What follows belongs to an exercise in optimizing a design on an open flow for small area, a short achievable clock period and few clock cycles per item; a production flow would make more cautious choices. At most, simulation tests tie the RTL to the original design; equivalence was not proved. The series may have gaps, and a smaller design here may also do less where the tests do not look. Only the layout flow was run in run 2; the RTL was not checked for function there.

==> run_1/placed.png <==
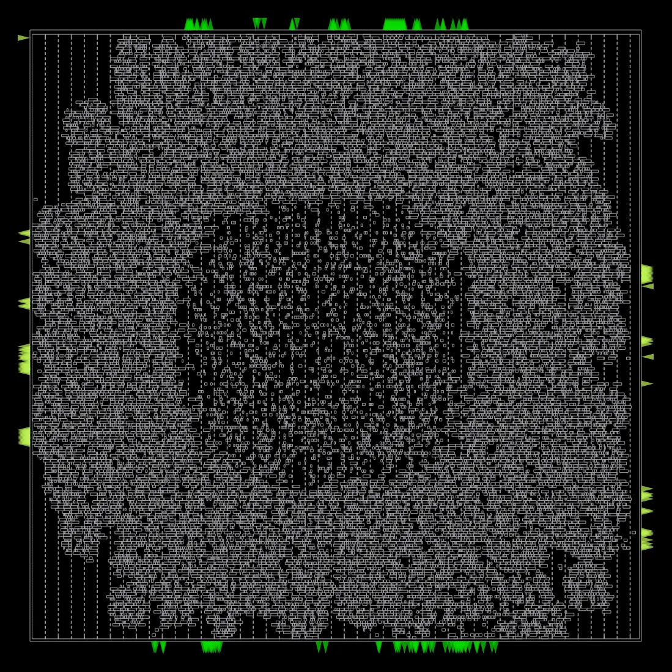
==> run_1/blocks.png <==
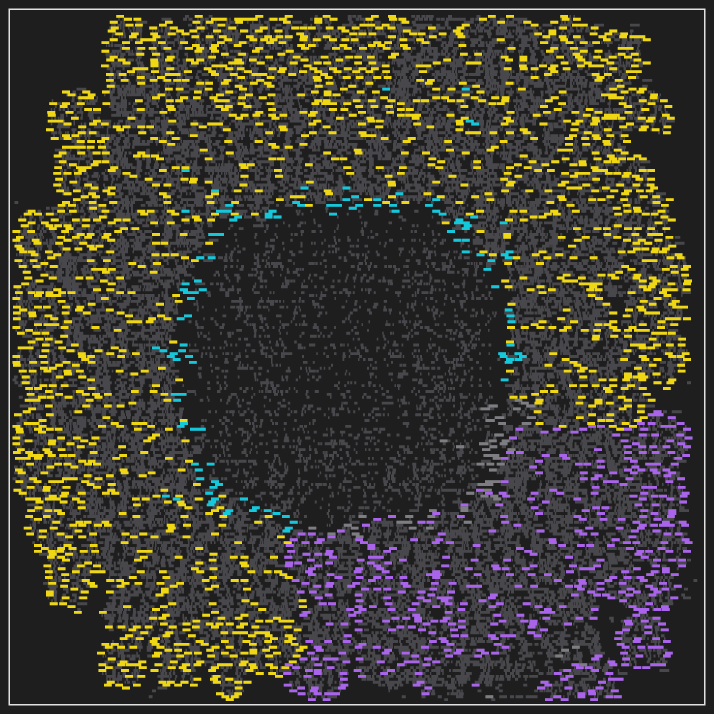
==> run_1/util_map.png <==
32 x 32 tiles, from white (low) to dark blue (high), 0 to 100% covered.
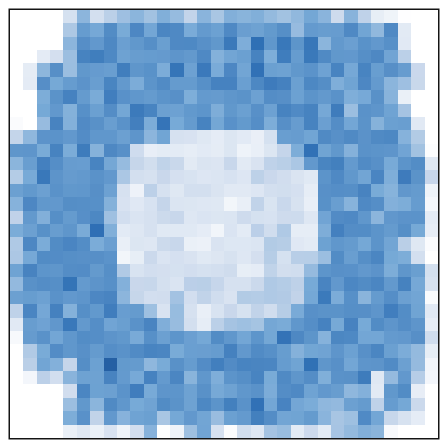
==> run_1/pinout.png <==
Pins as bars across the die edge, other pins in gray.
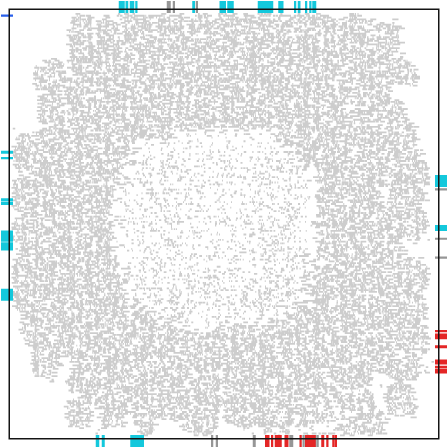
<file path="flow/layer_2_weights.hex">
12222f21f10f1000f0fff000e0000ff0
101100010210f011010000010e000000
102cfd51f2ef2d02043ff2ee2e2d01f1
10f101001d002fee0f0003122311e00f
1f01101001000f00f0101f1111f1e110
121133f2f1e1200000d110e2f0e1200f
ec0ff2e0100f01f40e30f02c3013f114
000000f010101f0f0100ff0f00100000
32f123f00f012efe01c00ff203df111f
11f30f11101eff2d11001ff1f0eef210
0f0f00001010000f00000ff0f000f001
00f100ef1020f120100f1f000f102022
f101000210f000f01f1f10f001102f12
100e21fe0123122ff0e011fff0013f0f
00f10f0f1012f12ef201121ff2101f1f
11011010001f0000ff1f11111110f110
1f00011f0110101fff1001101001f0f1
010111022efe0fe10f0f1e0101011102
1f1e0200f1211011f01fef000e11f100
121e1f301021210e02f01201d20f1dee
10011111010ff000001000011100e110
0fff1f10f120112ff10f11f1f0012ff0
121120011ff121f000000f0010001011
2ee020fff2fe0ef1f02f110032021201
f1012012010f0001ff1f01100f110f01
e0fefd001012123202101f1c1e2e3f00
020f2f21000221ff11f00100f1010e0e
01021101010100f0010ff00101f0f000
f1211001f11001100000ff10ff010001
1110220002f11f00f1f0010100f10010
ff0ff2fff1210110fe10ff011103c2e2
e3020e141e1f012e12112102d02dfdef
1110f021f2000010010f001010ff1100
0f000f10f200ff110000ff00ff01f100
1ff01f2ff31f1000f01f0001f101f0d0
111ff220f00ff000f000e0100201c2f1
f21200110001f1f011d0100101f0001f
211f111ff101100101f0f10012f1e100
120101010101f00002ffff1001ff1200
2f0102df1f31f12e1f0ffffe10310113
e3110f241dfc2fc0fe10032f030ffef1
01111100010f0000f01f01101111f101
00011f11100f01000010101f111001f1
1f001f20010e1ff1f010011001f0f110
0f0eee1f00110121012fff1e1e3001f2
010ff0002e3112200000020f02202eff
0f01f0f01f10f000001010000f1000f2
11000101f1f00000000010ff0110f010
f22db3de2c141502020ff31d405f2010
20ff110f01010f00f110100111001110
21f0f1001020f13d010f0fe0ef1f0000
e21110233dff11e00f212212101ffd00
22200021f1002ff101e0e01ff1fff11f
00111100011f10010000101001001100
11f110f01100ff11110f0f0f10011211
e113f0f22e0f01f10f00f12e11001021
12d220f02000ff0d02e02102e1eff02f
0f1f1f2ff2001f010010f00ff00110f0
110fe20ffe30111f0f1fe1000130f1f1
0ffdd3cd3e321432101020f11f521011
ff01ef002f0f00010110122f20011100
100f001f02f00ef001ff011011e0011f
1001de2f003df12d0ff0eee0d020e0c1
d14d0f32ffe232e30010020e1f314ee1
2ee013ee01f110e10e00f00021e23322
d111ff021e12020f00f1112f1f2f1e20
32ef42f01df250dfff0122d7e1210eff
1f001f11f10f1f100f0f10001f01f0f1
c02f0d32e3e000030110013e2e2f2f00
0e10fe00010dfe020f2ffe1e1f02f103
d13df211fcb15fd20f41f42f30401ff2
1003e0ef1e51c3300ee0ed1fff110123
f0110d3310fc0fe0ff2f1110001fe0f1
d03eff41f1d020e3f12ff24c312001ff
22202011e2100fff02ef0000e0e0f010
2fbf02ed2f21002d002011f30221f00f
42ee101f03100f1f13f11fe3e0fe010e
f0010f010f01f101f00f1f010f010001
f00000f00000000f00f1f00101000ff0
0101201211f010f100101f0100111f00
0011ff11f010e11101000f01ff001f00
0cfe04dd12120003ff201f103e032001
e2000f121f01120100f0111f00001f1f
1dbdf4dd311333110f1030f122234eee
010200f110000111f00f101101000011
120310001f01f0fff0e0ff100201f120
0f0f0001f00000110f000f00000f0100
0f10000ff001000f000001010ff1ff10
11011101000f0f00001f1000101ff101
f1011f11110101110010111f10010000
00f0ff111001f11000100100f0000000
f002f1f22ef010e00f11001011111111
1001f11011000f0f000f0f00110ff211
1f000011010f0001ff0fff0f0100e1f1
00022001100f11010f00101101010f01
f1010f010100e111f1f1ff010e1f0011
02f4f00f3e21e00d0ff1002003f0f10f
00fffd1f02f0f010f12f21001f0f20ff
f0ff001100001000000010f000000000
001ef11ff10f1f01f110022022ff0200
e102000111010110000f001010000f10
fef0f1ef012212120f1fff1c2f212012
011ff0f0f00000f0010111010ff010f0
f11120010000f110000f1f01f0110e11
2000e0ff0120f03e1210f0eef01f11f2
1110111002f00f1002f0f0110f1ff121
0101f10f011ff110001ff000f1f0f101
01ff0000f0100020f110011d00102111
1f03f1e00132e23000e0ed10eef20020
22ee23e02d0242fd00e021e301111e1f
21f212f0f111e11f11df1d01e0fff12f
1101011f011ff011001001001101e011
d12fed4210fe20f1f120f24f001ee0f0
10ff002fef2f101eff1021f2f120f0d1
101cf01ff1332330f200f0fff0202eef
f102ef001d0f01e0f000000f22102011
10111011f2f100f001fff00101f1e110
00b0e1be6d32c33ef11032112110f01f
320fe20e0f31f22d0001e0d0e02ff200
222f2110e1f12ff100f001f01100111f
0f10001000ff11010f10000f0f001f00
0100ff0110f0f000f01f1f1010001110
1f111001f11f0f000f101f021f00e1f1
021100110f0010000010010f22000101
301f030fe00022ee0ef001d4e405ffb0
100f230f10f120e0101022f132001000
1f00ff2f0100f0000ff0f1100101e1ff
000ff0110010100100f00000f0f00000
</file>
<file path="flow/layer_3_weights.hex">
220122e1fe
f22ebdee1f
e1d2eee01e
c0702de1fc
d1dd11d302
1c2233cf0f
f0dfff223d
d2f111fc3c
9e4c0f23ff
02ce011c11
efef303e39
d03d013eef
0ff0e2e0fe
efe111fdcc
0013fb2e12
1220f10ff1
020030cdf2
1d23d2f0e3
0b2c12c022
dc0f4d1131
ef3d0dd042
1d01d3f102
e1d2fef0c3
0f2dd32e2b
311c2f1ece
2fc12d3fe1
cf2e0fd34a
d21f1c23d1
330cc111de
31ee3be0e0
3f2afd2f0e
ee02dcf30f
</file>
<file path="flow/run.sh">
#!/bin/bash
# synth_recipe.tcl (not shown) runs the flow's synth.tcl, then flattens the netlist and writes it again
# the make line also repeats each setting of config.mk as NAME=value (left out here)
make -C /OpenROAD-flow-scripts/flow DESIGN_CONFIG=/design/flow/config.mk WORK_HOME=/design/flow/orfs CLKGATE_MAP_FILE= SYNTH_SCRIPT=/design/flow/synth_recipe.tcl finish
</file>
<file path="flow/config.mk">
export PLATFORM = sky130hd
export DESIGN_NAME = mnist_head
export DESIGN_NICKNAME = mnist_head
export VERILOG_FILES = /design/flow/design.v
export SDC_FILE = /design/flow/constraint.sdc
export NUM_CORES = 4
export LEC_CHECK = 0
export CAP_MARGIN = 35
export CORE_MARGIN = 2
export CORE_UTILIZATION = 40
export SLEW_MARGIN = 20
export SYNTH_MEMORY_MAX_BITS = 32768
</file>
<file path="flow/constraint.sdc">
create_clock -name core_clock -period 12.5 [get_ports {clk}]
set_input_delay 2.5000 -clock core_clock [delete_from_list [all_inputs] [get_ports {clk}]]
set_output_delay 2.5000 -clock core_clock [all_outputs]
set_load 0.01 [all_outputs]
</file>
<file path="flow/design.v">
`timescale 1ns / 1ps
module neuron #(
    parameter IN_WIDTH = 4,       
    parameter NUM_INPUTS = 784,
    parameter SHIFT = 6           
)(
    input clk,
    input rst,
    input [IN_WIDTH-1:0] data_in,    
    input [IN_WIDTH-1:0] weight_in,  
    input input_valid,
    output reg [3:0] data_out,       
    output reg out_valid
);
    reg signed [19:0] accumulator;
    reg [31:0] count;
    wire signed [19:0] product = $signed({1'b0, data_in}) * $signed(weight_in);
    wire signed [19:0] normalized_sum = (accumulator + product) >>> SHIFT;
    always @(posedge clk) begin
        if (rst) begin
            accumulator <= 0;
            count <= 0;
            out_valid <= 0;
            data_out <= 0;
        end else if (input_valid) begin
            if (count < NUM_INPUTS - 1) begin
                accumulator <= accumulator + product;
                count <= count + 1;
                out_valid <= 0;
            end else begin
                if (normalized_sum < 0) 
                    data_out <= 4'd0;        
                else if (normalized_sum > 15) 
                    data_out <= 4'd15;       
                else 
                    data_out <= normalized_sum[3:0];
                out_valid <= 1;
                count <= 0;
                accumulator <= 0;
            end
        end else begin
            out_valid <= 0;
        end
    end
endmodule
`timescale 1ns / 1ps
module nn_layer #(
    parameter NUM_INPUTS = 784,
    parameter NUM_NEURONS = 128,
    parameter SHIFT = 6
)(
    input clk,
    input rst,
    input [3:0] data_in,
    input input_valid,
    input [NUM_NEURONS*4-1:0] weights_in,  
    output [NUM_NEURONS-1:0] out_valids,
    output [NUM_NEURONS*4-1:0] layer_out  
);
    genvar i;
    generate
        for (i = 0; i < NUM_NEURONS; i = i + 1) begin : neuron_block
            neuron #(
                .IN_WIDTH(4), 
                .NUM_INPUTS(NUM_INPUTS), 
                .SHIFT(SHIFT)
            ) n_inst (
                .clk(clk), 
                .rst(rst), 
                .data_in(data_in), 
                .weight_in(weights_in[i*4 +: 4]), 
                .input_valid(input_valid), 
                .data_out(layer_out[i*4 +: 4]), 
                .out_valid(out_valids[i])
            );
        end
    endgenerate
endmodule
`timescale 1ns / 1ps
module weight_rom_l2 (
    input clk,
    input [6:0] addr,
    output reg [32*4-1:0] q
);
    reg [32*4-1:0] mem [0:127];
    initial begin
        $readmemh("layer_2_weights.hex", mem);
    end
    always @(posedge clk) begin
        q <= mem[addr];
    end
endmodule
`timescale 1ns / 1ps
module weight_rom_l3 (
    input clk,
    input [4:0] addr,
    output reg [10*4-1:0] q
);
    reg [10*4-1:0] mem [0:31];
    initial begin
        $readmemh("layer_3_weights.hex", mem);
    end
    always @(posedge clk) begin
        q <= mem[addr];
    end
endmodule
`timescale 1ns / 1ps
module argmax_unit (
    input clk,
    input rst,
    input in_valid,
    input [10*4-1:0] neuron_outputs,
    output reg [3:0] prediction,
    output reg out_valid
);
    reg [3:0] max_val;
    reg [3:0] best;
    integer i;
    always @(*) begin
        max_val = 4'd0;
        best = 4'd0;
        for (i = 0; i < 10; i = i + 1) begin
            if (neuron_outputs[i*4 +: 4] > max_val) begin
                max_val = neuron_outputs[i*4 +: 4];
                best = i[3:0];
            end
        end
    end
    always @(posedge clk) begin
        if (rst) begin
            prediction <= 0;
            out_valid <= 0;
        end else if (in_valid) begin
            prediction <= best;
            out_valid <= 1;
        end else begin
            out_valid <= 0;
        end
    end
endmodule
`timescale 1ns / 1ps
module global_controller (
    input clk,
    input rst,
    input start_network,
    input l2_done,
    input l3_done,
    output reg [6:0] current_addr,
    output reg l2_run,
    output reg l3_run
);
    localparam IDLE   = 3'b000;
    localparam LAYER2 = 3'b001;
    localparam WAIT2  = 3'b010;
    localparam LAYER3 = 3'b011;
    localparam WAIT3  = 3'b100;
    reg [2:0] state;
    always @(posedge clk) begin
        if (rst) begin
            state <= IDLE; current_addr <= 0;
            l2_run <= 0; l3_run <= 0;
        end else begin
            l2_run <= (state == LAYER2);
            l3_run <= (state == LAYER3);
            case (state)
                IDLE: begin
                    if (start_network) begin
                        state <= LAYER2;
                        current_addr <= 0;
                    end
                end
                LAYER2: begin
                    current_addr <= current_addr + 1;
                    if (current_addr == 127) state <= WAIT2;
                end
                WAIT2: begin
                    if (l2_done) begin
                        state <= LAYER3; current_addr <= 0;
                    end
                end
                LAYER3: begin
                    current_addr <= current_addr + 1;
                    if (current_addr == 31) state <= WAIT3;
                end
                WAIT3: begin
                    if (l3_done) state <= IDLE;
                end
                default: state <= IDLE;
            endcase
        end
    end
endmodule
`timescale 1ns / 1ps
module mnist_head (
    input clk,
    input rst,
    input start,
    output [6:0] act_addr,
    input [3:0] act_data,
    output [3:0] predicted_class,
    output [39:0] logits,
    output [127:0] hidden,
    output done
);
    wire [6:0] internal_addr;
    wire l2_run, l3_run;
    wire [31:0] l2_valids; wire [9:0] l3_valids;
    wire [32*4-1:0] l2_bus; wire [10*4-1:0] l3_bus;
    wire [32*4-1:0] l2_w; wire [10*4-1:0] l3_w;
    reg [3:0] l3_data;
    wire am_done;
    global_controller ctrl (
        .clk(clk), .rst(rst), .start_network(start),
        .l2_done(l2_valids[0]), .l3_done(l3_valids[0]),
        .current_addr(internal_addr), .l2_run(l2_run), .l3_run(l3_run)
    );
    assign act_addr = internal_addr;
    weight_rom_l2 w2 (.clk(clk), .addr(internal_addr), .q(l2_w));
    weight_rom_l3 w3 (.clk(clk), .addr(internal_addr[4:0]), .q(l3_w));
    always @(posedge clk) l3_data <= l2_bus[internal_addr[4:0]*4 +: 4];
    nn_layer #(.NUM_INPUTS(128), .NUM_NEURONS(32), .SHIFT(6)) L2 (
        .clk(clk), .rst(rst), .data_in(act_data), .input_valid(l2_run),
        .weights_in(l2_w), .out_valids(l2_valids), .layer_out(l2_bus)
    );
    nn_layer #(.NUM_INPUTS(32), .NUM_NEURONS(10), .SHIFT(6)) L3 (
        .clk(clk), .rst(rst), .data_in(l3_data), .input_valid(l3_run),
        .weights_in(l3_w), .out_valids(l3_valids), .layer_out(l3_bus)
    );
    argmax_unit am (
        .clk(clk), .rst(rst), .in_valid(l3_valids[0]),
        .neuron_outputs(l3_bus), .prediction(predicted_class), .out_valid(am_done)
    );
    assign done = am_done;
    assign logits = l3_bus;
    assign hidden = l2_bus;
endmodule
</file>
==> qor.yml, run 1 <==
logic_synthesis:
  synth.area.mux_share: 0.007595
  synthTopCellsByArea: "dfxtp_1 30%, ha_1 17%, nor2_1 6.0%"
  yosys.area_share.simple: 0.1771
  synth_flop_cell: "dfxtp_1"
  synth_xor_area_frac: 0.06063
  yosysMostFrequentCell: "nor2_1"
  post_synth_most_frequent_cells: "2673 x nor2_1, 2532 x dfxtp_1, 2236 x ha_1"
  ys_ff_latch: 2532
  syn_area_per_cell_um2: 8.417
  synth_top_area_share: 0.3043
  synth_top_family_by_area: "adder cells"
worst_setup_path:
  critPathLaunch: "L3.neuron_block[0].n_inst.data_out[1]"
  critPathKind: "reg -> reg"
  crit_family: "compound AO/OA/AOI/OAI gates"
  crit_end: "am.prediction[0]"
  required_ns: 13.33
  path_buf_inv: 9
  worstPathArrival_ns: 12.74
routing:
  dr.first_iter.drc_count: 10861
  ant_nets: 0
  wl_met1_um: 259900
  drc: 0
  vias: 144219
  drt-pass1-iter-count: 8
  met3WireLength_um: 44800
  route.met2.wl_um: 248100
  routed_wl_um: 585700
floorplan:
  dieHeight_um: 649.3
  nWellTaps: 5474
  io-pin-count: 187
  core_area_mm2: 0.4140
cts:
  clock_tree.htree_level_count: 5
  root_buffer: "clkbuf_16"
  cts_buffer_depth: 4
  cts_tree: "yes"
  clock_sinks: 2532
cells_and_area:
  multiInputGateArea_mm2: 0.1075
  multi_input_gates: 14823
  final_cell_mix: "2629 x nor2_1, 2521 x dfxtp_1, 2222 x ha_1, 1688 x a21oi_1, 1567 x inv_1"
  layout_commonest_cell: "nor2_1"
  clockBufferCount: 443
  layout.nets: 22644
  nNonClkBuffers: 696
  drive_gt1_frac: 0.06204
  multi_input_area_share: 0.5739
  final-nonclk-buf-share: 0.03235
  largest-register: "L2.neuron_block.n_inst.count"
  n_all_inverters: 1578
global_route:
  grtUsageTotal: 0.2695
  top_usage_layer: "met2"
  grt_pass1_wl_um: 879600
  met2_usage: 0.4135
place:
  dp_hpwl_um: 425200
  postPlaceCellArea_mm2: 0.1764
run:
  maxCapViolations: 0
status:
  status: "no timing/DRC/antenna violations"
timing:
  fin_ws_ns: 0.5912
  whs_ns: 0.4603
  drv_slew: 0
  max_freq_ghz: 0.08397
worst_hold_path:
  holdPathEnd: "L2.neuron_block[29].n_inst.accumulator[6]"
  min_from: "L2.neuron_block[29].n_inst.accumulator[6]"
Testbench counts for the RTL of run 1, summed over its fixed seeds: cycles 52,808, inferences 320.
-- placed.png (at the start) --
FP Rows: 236
final non-filler cell total: 25680
Filler cells: 40942
seq_cells: 2532

-- blocks.png (at the start) --
Yellow shows L2, flops 1793, where spread over the die. Purple shows L3, flops 561. Cyan shows w2, flops 119.

-- util_map.png (at the start) --
The emptiest ninth of the die: middle. 0.10% of the tiles are over 75% full. The fullest tile reaches 81%. The mean over all tiles is 43%. 6.5% of the tiles are nearly empty.

-- pinout.png (at the start) --
Cyan shows hidden, pins 128, direction output, edge 61 top, 35 left, 16 right, 16 bottom. Red shows logits, pins 40, direction output, edge 25 bottom, 15 right. Blue shows clk, pins 1, direction input, edge left.

--- run 2 (diff from run 1) ---
==> flow/design.v (replaced) <==
`timescale 1ns / 1ps
module neuron (
    input clk,
    input [3:0] a,           
    input [3:0] w,           
    input first,             
    input run,
    input fin,
    output [3:0] h,          
    output [3:0] q           
);
    reg signed [11:0] acc;
    wire signed [8:0] prod = $signed({1'b0, a}) * $signed(w);
    wire signed [11:0] base = first ? 12'sd0 : acc;
    wire signed [11:0] sum = base + prod;
    assign q = acc[9:6];
    assign h = acc[11] ? 4'd0 : (acc[10] ? 4'd15 : acc[9:6]);
    always @(posedge clk) begin
        if (run) acc <= sum;
        else if (fin) acc[9:6] <= h;
    end
endmodule
`timescale 1ns / 1ps
module nn_layer (
    input clk,
    input [3:0] x0, x1,      
    input [3:0] w0, w1,      
    input first,
    input run,
    input fin,
    output [3:0] o,
    output [3:0] q
);
    reg signed [10:0] acc;
    wire signed [8:0] p0 = $signed({1'b0, x0}) * $signed(w0);
    wire signed [8:0] p1 = $signed({1'b0, x1}) * $signed(w1);
    wire signed [10:0] base = first ? 11'sd0 : acc;
    wire signed [10:0] sum = base + p0 + p1;
    assign q = acc[9:6];
    assign o = acc[10] ? 4'd0 : acc[9:6];
    always @(posedge clk) begin
        if (run) acc <= sum;
        else if (fin) acc[9:6] <= o;
    end
endmodule
`timescale 1ns / 1ps
module weight_rom_l2 (
    input clk,
    input [6:0] addr,
    output reg [32*4-1:0] q
);
    reg [32*4-1:0] mem [0:127];
    initial begin
        $readmemh("layer_2_weights.hex", mem);
    end
    wire [6:0] ra = addr - 7'd1;
    always @(posedge clk) begin
        q <= mem[ra];
    end
endmodule
`timescale 1ns / 1ps
module weight_rom_l3 (
    input [4:0] addr,
    output [10*4-1:0] q
);
    reg [10*4-1:0] mem [0:31];
    initial begin
        $readmemh("layer_3_weights.hex", mem);
    end
    assign q = mem[addr];
endmodule
`timescale 1ns / 1ps
module argmax_unit (
    input [10*4-1:0] v,
    output [3:0] idx
);
    function [7:0] pick;   
        input [7:0] a;     
        input [7:0] b;     
        pick = (b[7:4] > a[7:4]) ? b : a;
    endfunction
    wire [7:0] l0 [0:9];
    genvar i;
    generate
        for (i = 0; i < 10; i = i + 1) begin : g
            assign l0[i] = {v[i*4 +: 4], i[3:0]};
        end
    endgenerate
    wire [7:0] a01 = pick(l0[0], l0[1]);
    wire [7:0] a23 = pick(l0[2], l0[3]);
    wire [7:0] a45 = pick(l0[4], l0[5]);
    wire [7:0] a67 = pick(l0[6], l0[7]);
    wire [7:0] a89 = pick(l0[8], l0[9]);
    wire [7:0] a03 = pick(a01, a23);
    wire [7:0] a47 = pick(a45, a67);
    wire [7:0] a07 = pick(a03, a47);
    wire [7:0] a09 = pick(a07, a89);
    assign idx = a09[3:0];
endmodule
`timescale 1ns / 1ps
module global_controller (
    input clk,
    input rst,
    input start,
    output reg [6:0] addr,
    output reg l2_first,
    output reg l2_run,
    output reg l2_fin,
    output reg [3:0] grp,      
    output reg l3_first,
    output reg l3_run,
    output reg l3_fin,
    output reg done
);
    reg rd1;       
    reg f1;        
    reg sel;       
    always @(posedge clk) begin
        if (rst) begin
            addr <= 7'd0;
            rd1 <= 1'b0; f1 <= 1'b0;
            l2_first <= 1'b0; l2_run <= 1'b0; l2_fin <= 1'b0;
            sel <= 1'b0; grp <= 4'd0;
            l3_first <= 1'b0; l3_run <= 1'b0; l3_fin <= 1'b0;
            done <= 1'b0;
        end else begin
            if (start || addr != 7'd0) addr <= addr + 7'd1;
            rd1 <= start || addr != 7'd0;
            f1 <= start;
            l2_run <= rd1;
            l2_first <= f1;
            l2_fin <= l2_run && !rd1;
            if (l2_run && !rd1) begin
                sel <= 1'b1;
                grp <= 4'd0;
            end else if (sel) begin
                grp <= grp + 4'd1;
                if (grp == 4'd15) sel <= 1'b0;
            end
            l3_run <= sel;
            l3_first <= sel && grp == 4'd0;
            l3_fin <= l3_run && !sel;
            done <= l3_fin;
        end
    end
endmodule
`timescale 1ns / 1ps
module mnist_head (
    input clk,
    input rst,
    input start,
    output [6:0] act_addr,
    input [3:0] act_data,
    output [3:0] predicted_class,
    output [39:0] logits,
    output [127:0] hidden,
    output done
);
    wire l2_first, l2_run, l2_fin, l3_first, l3_run, l3_fin;
    wire [3:0] grp;
    global_controller ctrl (
        .clk(clk), .rst(rst), .start(start), .addr(act_addr),
        .l2_first(l2_first), .l2_run(l2_run), .l2_fin(l2_fin),
        .grp(grp), .l3_first(l3_first), .l3_run(l3_run), .l3_fin(l3_fin),
        .done(done)
    );
    reg [3:0] a_q;
    always @(posedge clk) a_q <= act_data;
    wire [32*4-1:0] w2;
    weight_rom_l2 w2rom (.clk(clk), .addr(act_addr), .q(w2));
    wire [32*4-1:0] h2;
    genvar n;
    generate
        for (n = 0; n < 32; n = n + 1) begin : l2
            neuron u (
                .clk(clk), .a(a_q), .w(w2[n*4 +: 4]),
                .first(l2_first), .run(l2_run), .fin(l2_fin),
                .h(h2[n*4 +: 4]), .q(hidden[n*4 +: 4])
            );
        end
    endgenerate
    reg [3:0] x0_q, x1_q;
    reg [3:0] k_q;
    always @(posedge clk) begin
        x0_q <= h2[{grp, 1'b0}*4 +: 4];
        x1_q <= h2[{grp, 1'b1}*4 +: 4];
        k_q <= grp;
    end
    wire [10*4-1:0] w3a, w3b;
    weight_rom_l3 w3r0 (.addr({k_q, 1'b0}), .q(w3a));
    weight_rom_l3 w3r1 (.addr({k_q, 1'b1}), .q(w3b));
    wire [10*4-1:0] o3;
    genvar m;
    generate
        for (m = 0; m < 10; m = m + 1) begin : l3
            nn_layer u (
                .clk(clk), .x0(x0_q), .x1(x1_q),
                .w0(w3a[m*4 +: 4]), .w1(w3b[m*4 +: 4]),
                .first(l3_first), .run(l3_run), .fin(l3_fin),
                .o(o3[m*4 +: 4]), .q(logits[m*4 +: 4])
            );
        end
    endgenerate
    wire [3:0] best;
    argmax_unit am (.v(o3), .idx(best));
    reg [3:0] cls;
    always @(posedge clk) if (l3_fin) cls <= best;
    assign predicted_class = cls;
endmodule
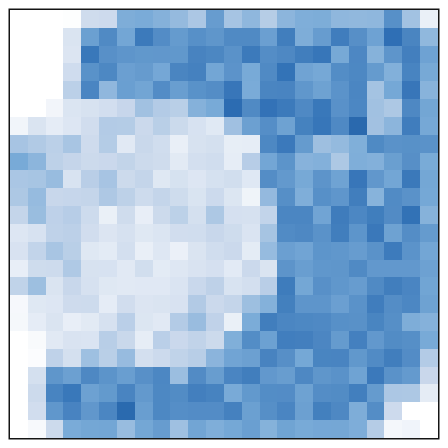
(run_2/util_map.png)
24 x 24 tiles, from white (low) to dark blue (high), 0 to 100% covered.
final core utilization: 0.4405
core area: 0.2227 mm²
Initial Util: 0.4030

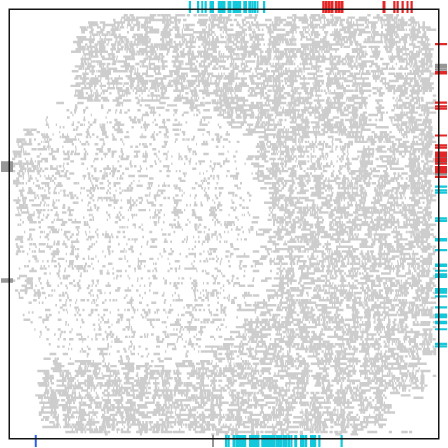
(run_2/pinout.png)
Pins as bars across the die edge, other pins in gray.
Blue shows clk, pins 1, direction input, edge bottom. Cyan shows hidden, pins 128, direction output, edge 64 bottom, 33 top, 31 right. Red shows logits, pins 40, direction output, edge 22 right, 18 top.
All pins by edge: 66 bottom, 59 right, 51 top, 11 left.

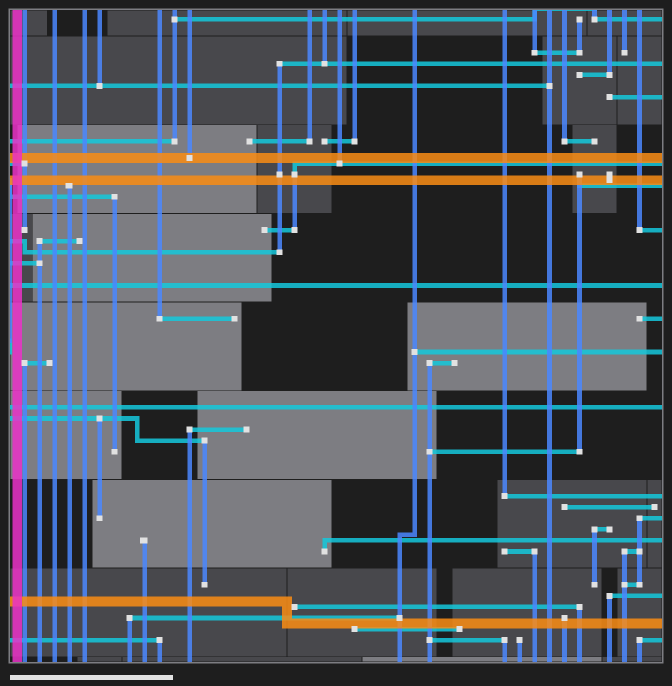
(run_2/closeup.png)
The bar under the picture is 5 µm long. Region (348, 348) to (368, 368) µm. Cells in gray, sequential cells in the stronger gray; small squares are vias.
Blue shows M2. Magenta shows M4. Orange shows M3. Cyan shows M1.
Netlist names of flops here include w3a (3), w3b (3). Most frequent: dfxtp_1 (6), ha_1 (3), and2_1 (2). 14 logic cells have their middle in the window. Sequential cells in the window: 6.

==> qor.yml, run 2 <==
routing:
  met3WireLength_um: 34210
  routed_wl_um: 403000
  wl_met1_um: 168100
  ant_nets: 0
  route.met2.wl_um: 170600
  dr.first_iter.drc_count: 7564
  drc: 0
  drt-pass1-iter-count: 6
  vias: 76425
cts:
  clock_tree.htree_level_count: 3
  cts_tree: "yes"
  post_cts_buffers: 0
  cts_buffers: 102
  clock_insertion_delay_worst_skew_ns: 0.79
  clock_sinks: 721
  root_buffer: "clkbuf_16"
  cts_buffer_depth: 3
place:
  io_buffers: 186
  place_inst: 12840
  dp_hpwl_um: 302800
  postPlaceCellArea_mm2: 0.09462
worst_setup_path:
  slowest_stage: "a31oi_1"
  critPathKind: "reg -> reg"
  crit_family: "compound AO/OA/AOI/OAI gates"
  path_buf_inv: 1
  critPathLaunch: "l3[4].u.acc[10]"
  path_depth: 33
  crit_end: "cls[0]"
  required_ns: 13.01
  critPathMaxStageDelay_ns: 0.50
  ff2ff_setup_slack_ns: 5.85
  worstPathArrival_ns: 7.16
  rr_worst_depth: 33
floorplan:
  die-area_mm2: 0.2282
  rows: 173
  dieWidth_um: 477.7
  io-pin-count: 187
  nWellTaps: 2975
  dieHeight_um: 477.7
logic_synthesis:
  synthTopCellsByArea: "ha_1 19%, edfxtp_1 17%, fa_1 14%"
  synth_xor_area_frac: 0.05044
  synth_flop_cell: "edfxtp_1"
  synth_top_family_by_area: "adder cells"
  yosysSeqAreaShare: 0.2164
  synth.area.mux_share: 0.01507
  ys_ff_latch: 721
  syn_area_per_cell_um2: 8.880
  yosys.area_share.simple: 0.1581
  synth_top_area_share: 0.1881
  yosysMostFrequentCell: "ha_1"
  netlist_area_mm2: 0.08975
  post_synth_most_frequent_cells: "1349 x ha_1, 1159 x inv_1, 706 x nand2_1"
timing:
  max_freq_ghz: 0.1504
  tightest_slew_ns: 1.246
  drv_slew: 0
  fin_setup_tns_ns: 0
  fin_crit_ns: 6.650
  fin_ws_ns: 5.850
  whs_ns: 0.4845
  fin_crit_sh: 0.5320
  slew_headroom: 0.1691
cells_and_area:
  multi_input_area_share: 0.6430
  area_delta_synth_final_pct: 9.316
  sh_seq_area: 0.1984
  final-nonclk-buf-share: 0.04192
  layout.nets: 11972
  final_cell_mix: "1343 x ha_1, 1159 x inv_1, 703 x nand2_1, 666 x a21oi_1, 645 x nor2_1"
  largest-register: "l2.u.acc"
  final_cells: 13060
  finish.instance_area_mm2: 0.09812
  clockBufferCount: 141
  nNonClkBuffers: 450
  largest_reg_flops: 384
  fillers: 21725
  largest_cell_class: "multi-input gates"
  n_all_inverters: 1162
  layout_commonest_cell: "ha_1"
  drive_gt1_frac: 0.06249
  nFlopsAndLatches: 721
  multiInputGateArea_mm2: 0.06309
  multi_input_gates: 7542
worst_hold_path:
  worstHoldPathType: "reg -> reg"
  min_from: "ctrl.rd1"
  holdPathEnd: "ctrl.l2_run"
status:
  status: "no timing/DRC/antenna violations"
global_route:
  grt_pass1_wl_um: 571800
  grt_max_degree: 138
  grt_pass1_vias: 76741
  gr-usage-met1: 0.4520
  met2_usage: 0.5218
  grtUsageTotal: 0.3486
  top_usage_layer: "met2"
run:
  maxCapViolations: 0
## Run 3: large edit since run 2, in outline
flow/design.v: 209 -> 671 lines; modules unchanged: 0
  neuron: edited, 21 -> 26 lines
  weight_rom_l2: edited, 14 -> 272 lines
  argmax_unit: edited, 27 -> 21 lines
  global_controller: edited, 46 -> 42 lines
  mnist_head: edited, 62 -> 303 lines
  removed: nn_layer, weight_rom_l3
==> module argmax_unit as of run 3 <==
module argmax_unit (
    input [10*4-1:0] v,
    output reg [3:0] idx
);
    reg [9:0] c;
    reg any;
    integer b, i;
    always @(*) begin
        c = 10'h3ff;
        for (b = 3; b >= 0; b = b - 1) begin
            any = 1'b0;
            for (i = 0; i < 10; i = i + 1)
                any = any | (c[i] & v[i*4 + b]);
            for (i = 0; i < 10; i = i + 1)
                c[i] = c[i] & (v[i*4 + b] | ~any);
        end
        idx = 4'd0;
        for (i = 9; i >= 0; i = i - 1)
            if (c[i]) idx = i[3:0];
    end
endmodule
==> module global_controller as of run 3 <==
module global_controller (
    input clk,
    input rst,
    input start,
    output reg [6:0] addr,
    output reg rd,           
    output reg first,
    output reg l2fin,
    output reg sel,
    output reg [3:0] k,
    output reg comb,
    output reg fin,
    output reg done
);
    reg f1, v2, seld;
    always @(posedge clk) begin
        if (rst) begin
            addr <= 7'd0;
            rd <= 1'b0; f1 <= 1'b0; v2 <= 1'b0; first <= 1'b0; l2fin <= 1'b0;
            sel <= 1'b0; k <= 4'd0; seld <= 1'b0;
            comb <= 1'b0; fin <= 1'b0; done <= 1'b0;
        end else begin
            if (start || addr != 7'd0) addr <= addr + 7'd1;
            rd <= start || addr != 7'd0;
            f1 <= start;
            v2 <= rd;
            l2fin <= v2 && !rd;
            first <= f1 || (sel && k == 4'd0);
            if (v2 && !rd) begin
                sel <= 1'b1;
                k <= 4'd0;
            end else if (sel) begin
                k <= k + 4'd1;
                if (k == 4'd15) sel <= 1'b0;
            end
            seld <= sel;
            comb <= seld && !sel;
            fin <= comb;
            done <= fin;
        end
    end
endmodule
==> module neuron as of run 3 <==
module neuron #(
    parameter W = 12,
    parameter MB = 3,        
    parameter HAS_COMB = 0
)(
    input clk,
    input [3:0] a,
    input [MB-1:0] m,
    input s,
    input first,
    input comb,
    input [W-1:0] other,
    input wb,                
    input [3:0] wbv,
    output reg [W-1:0] acc
);
    wire [MB+3:0] p = a * m;
    wire [W-1:0] px = {{(W-MB-4){1'b0}}, p} ^ {W{s}};
    wire [W-1:0] opb = (HAS_COMB && comb) ? other : px;
    wire [W-1:0] base = first ? {W{1'b0}} : acc;
    wire [W-1:0] sum = base + opb + {{(W-1){1'b0}}, s};
    always @(posedge clk) begin
        acc <= sum;
        if (wb) acc[9:6] <= wbv;
    end
endmodule
removed: flow/layer_2_weights.hex
removed: flow/layer_3_weights.hex
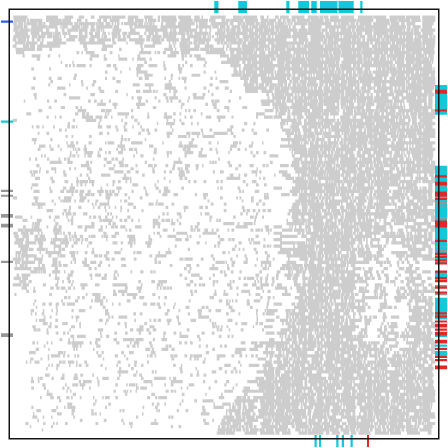
(run_3/pinout.png)
Pins as bars across the die edge, other pins in gray.
Red shows logits, pins 40, direction output, edge 39 right, 1 bottom. Blue shows clk, pins 1, direction input, edge left. Cyan shows hidden, pins 128, direction output, edge 73 right, 49 top, 5 bottom, 1 left.

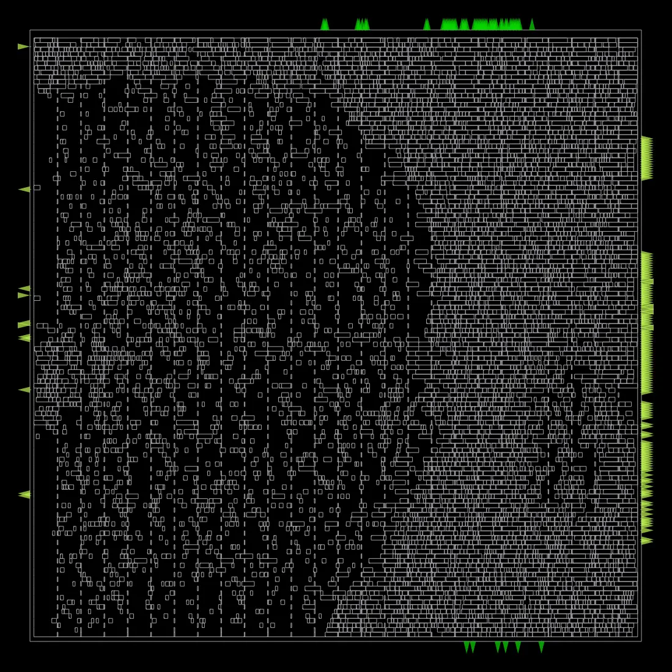
(run_3/placed.png)
core area: 0.1261 mm²
Filler cells: 11695
final non-filler cell total: 8389
# Taps: 1650

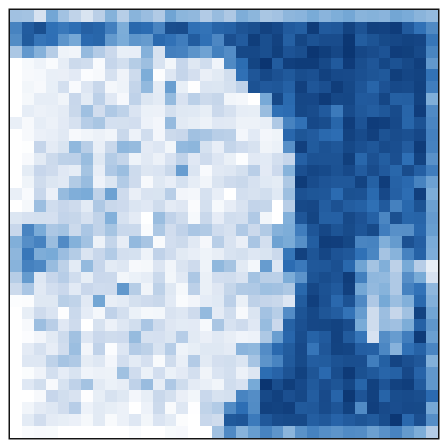
(run_3/util_map.png)
36 x 36 tiles, from white (low) to dark blue (high), 0 to 100% covered.
The mean over all tiles is 44%. The densest ninth of the die: top right. 29% of the tiles are over 75% full. The emptiest ninth of the die: bottom left. The fullest tile reaches 98%.

==> qor.yml, run 3 <==
status:
  status: "no timing/DRC/antenna violations"
routing:
  drc: 0
  vias: 56659
  wl_met1_um: 124700
  route.met2.wl_um: 141700
  drt-pass1-iter-count: 8
  dr.first_iter.drc_count: 8599
  routed_wl_um: 358300
  met3WireLength_um: 48190
worst_setup_path:
  rr_worst_depth: 9
  required_ns: 13.04
  crit_end: "rom.m9[0]"
  critPathLaunch: "ctrl.addr[2]"
  slowest_stage: "nor4_1"
  critPathMaxStageDelay_ns: 0.82
  path_buf_inv: 1
  crit_family: "simple AND/OR/NAND/NOR gates"
timing:
  fin_crit_ns: 5.522
  whs_ns: 0.4518
  fin_setup_tns_ns: 0
  tightest_slew_ns: 1.176
  fin_crit_sh: 0.4418
  max_freq_ghz: 0.1811
floorplan:
  dieWidth_um: 361.0
  die-area_mm2: 0.1303
  rows: 130
  io-pin-count: 187
  dieHeight_um: 361.0
logic_synthesis:
  synth_top_area_share: 0.1994
  yosysMostFrequentCell: "nand2_1"
  synth_flop_cell: "dfxtp_1"
  post_synth_most_frequent_cells: "745 x nand2_1, 538 x nor2_1, 508 x dfxtp_1"
  synth_top_family_by_area: "simple AND/OR/NAND/NOR gates"
  yosys.area_share.simple: 0.2710
  synth_xor_area_frac: 0.1020
  netlist_area_mm2: 0.05099
cells_and_area:
  sh_seq_area: 0.2368
  finish.instance_area_mm2: 0.05977
  largest_reg_flops: 128
  nFlopsAndLatches: 640
  layout_commonest_cell: "nand2_1"
  multi_input_gates: 4999
  largest_cell_class: "multi-input gates"
  area_delta_synth_final_pct: 17.21
  clockBufferCount: 107
  layout.nets: 7243
  n_all_inverters: 381
  multiInputGateArea_mm2: 0.03463
  nNonClkBuffers: 517
  multi_input_area_share: 0.5794
  final_cell_mix: "742 x nand2_1, 498 x dfxtp_1, 490 x nor2_1, 482 x ha_1, 411 x xnor2_1"
  largest-register: "hq"
cts:
  clock_tree.htree_level_count: 3
  post_cts_buffers: 0
  root_buffer: "clkbuf_16"
  cts_tree: "yes"
  cts_buffers: 79
place:
  dp_hpwl_um: 271500
  io_buffers: 186
worst_hold_path:
  worstHoldPathType: "reg -> reg"
  holdPathEnd: "ctrl.comb"
global_route:
  grt_max_degree: 93
  grt_pass1_vias: 54222
  gr-usage-met1: 0.5885
run:
  maxCapViolations: 0
Testbench counts for the RTL of run 3, summed over its fixed seeds: cycles 47,688, inferences 320.

what the ideal ports hide:
The flow's constraints put no driver on any port. The routed layouts listed below were extracted and timed again, unchanged, in two steps. Step 1 assumes that a clkbuf_16 drives the clock port and a buf_2 every other input. Step 2 times the ports against the registers' clock, not the clock port: input delays grow and output delays shrink by t, the midpoint of the rising clock arrivals with the driver on. Slacks: no drivers / after step 1 / after step 2; pairs: no drivers / after step 1.
run	t, ns	setup WS [ns]	worst hold slack (ns)	worst setup path after step 2	cell pins on the clock port's net
run 1	1.059	0.591 / 0.591 / 0.591	0.460 / 0.460 / 0.460	register to register	1
run 2	0.873	5.850 / 5.850 / 5.850	0.485 / 0.485 / 0.485	register to register	1
run 3	0.794	6.978 / 6.978 / 6.978	0.452 / 0.452 / 0.452	register to register	1
After both steps setup and hold are still met in every run listed.
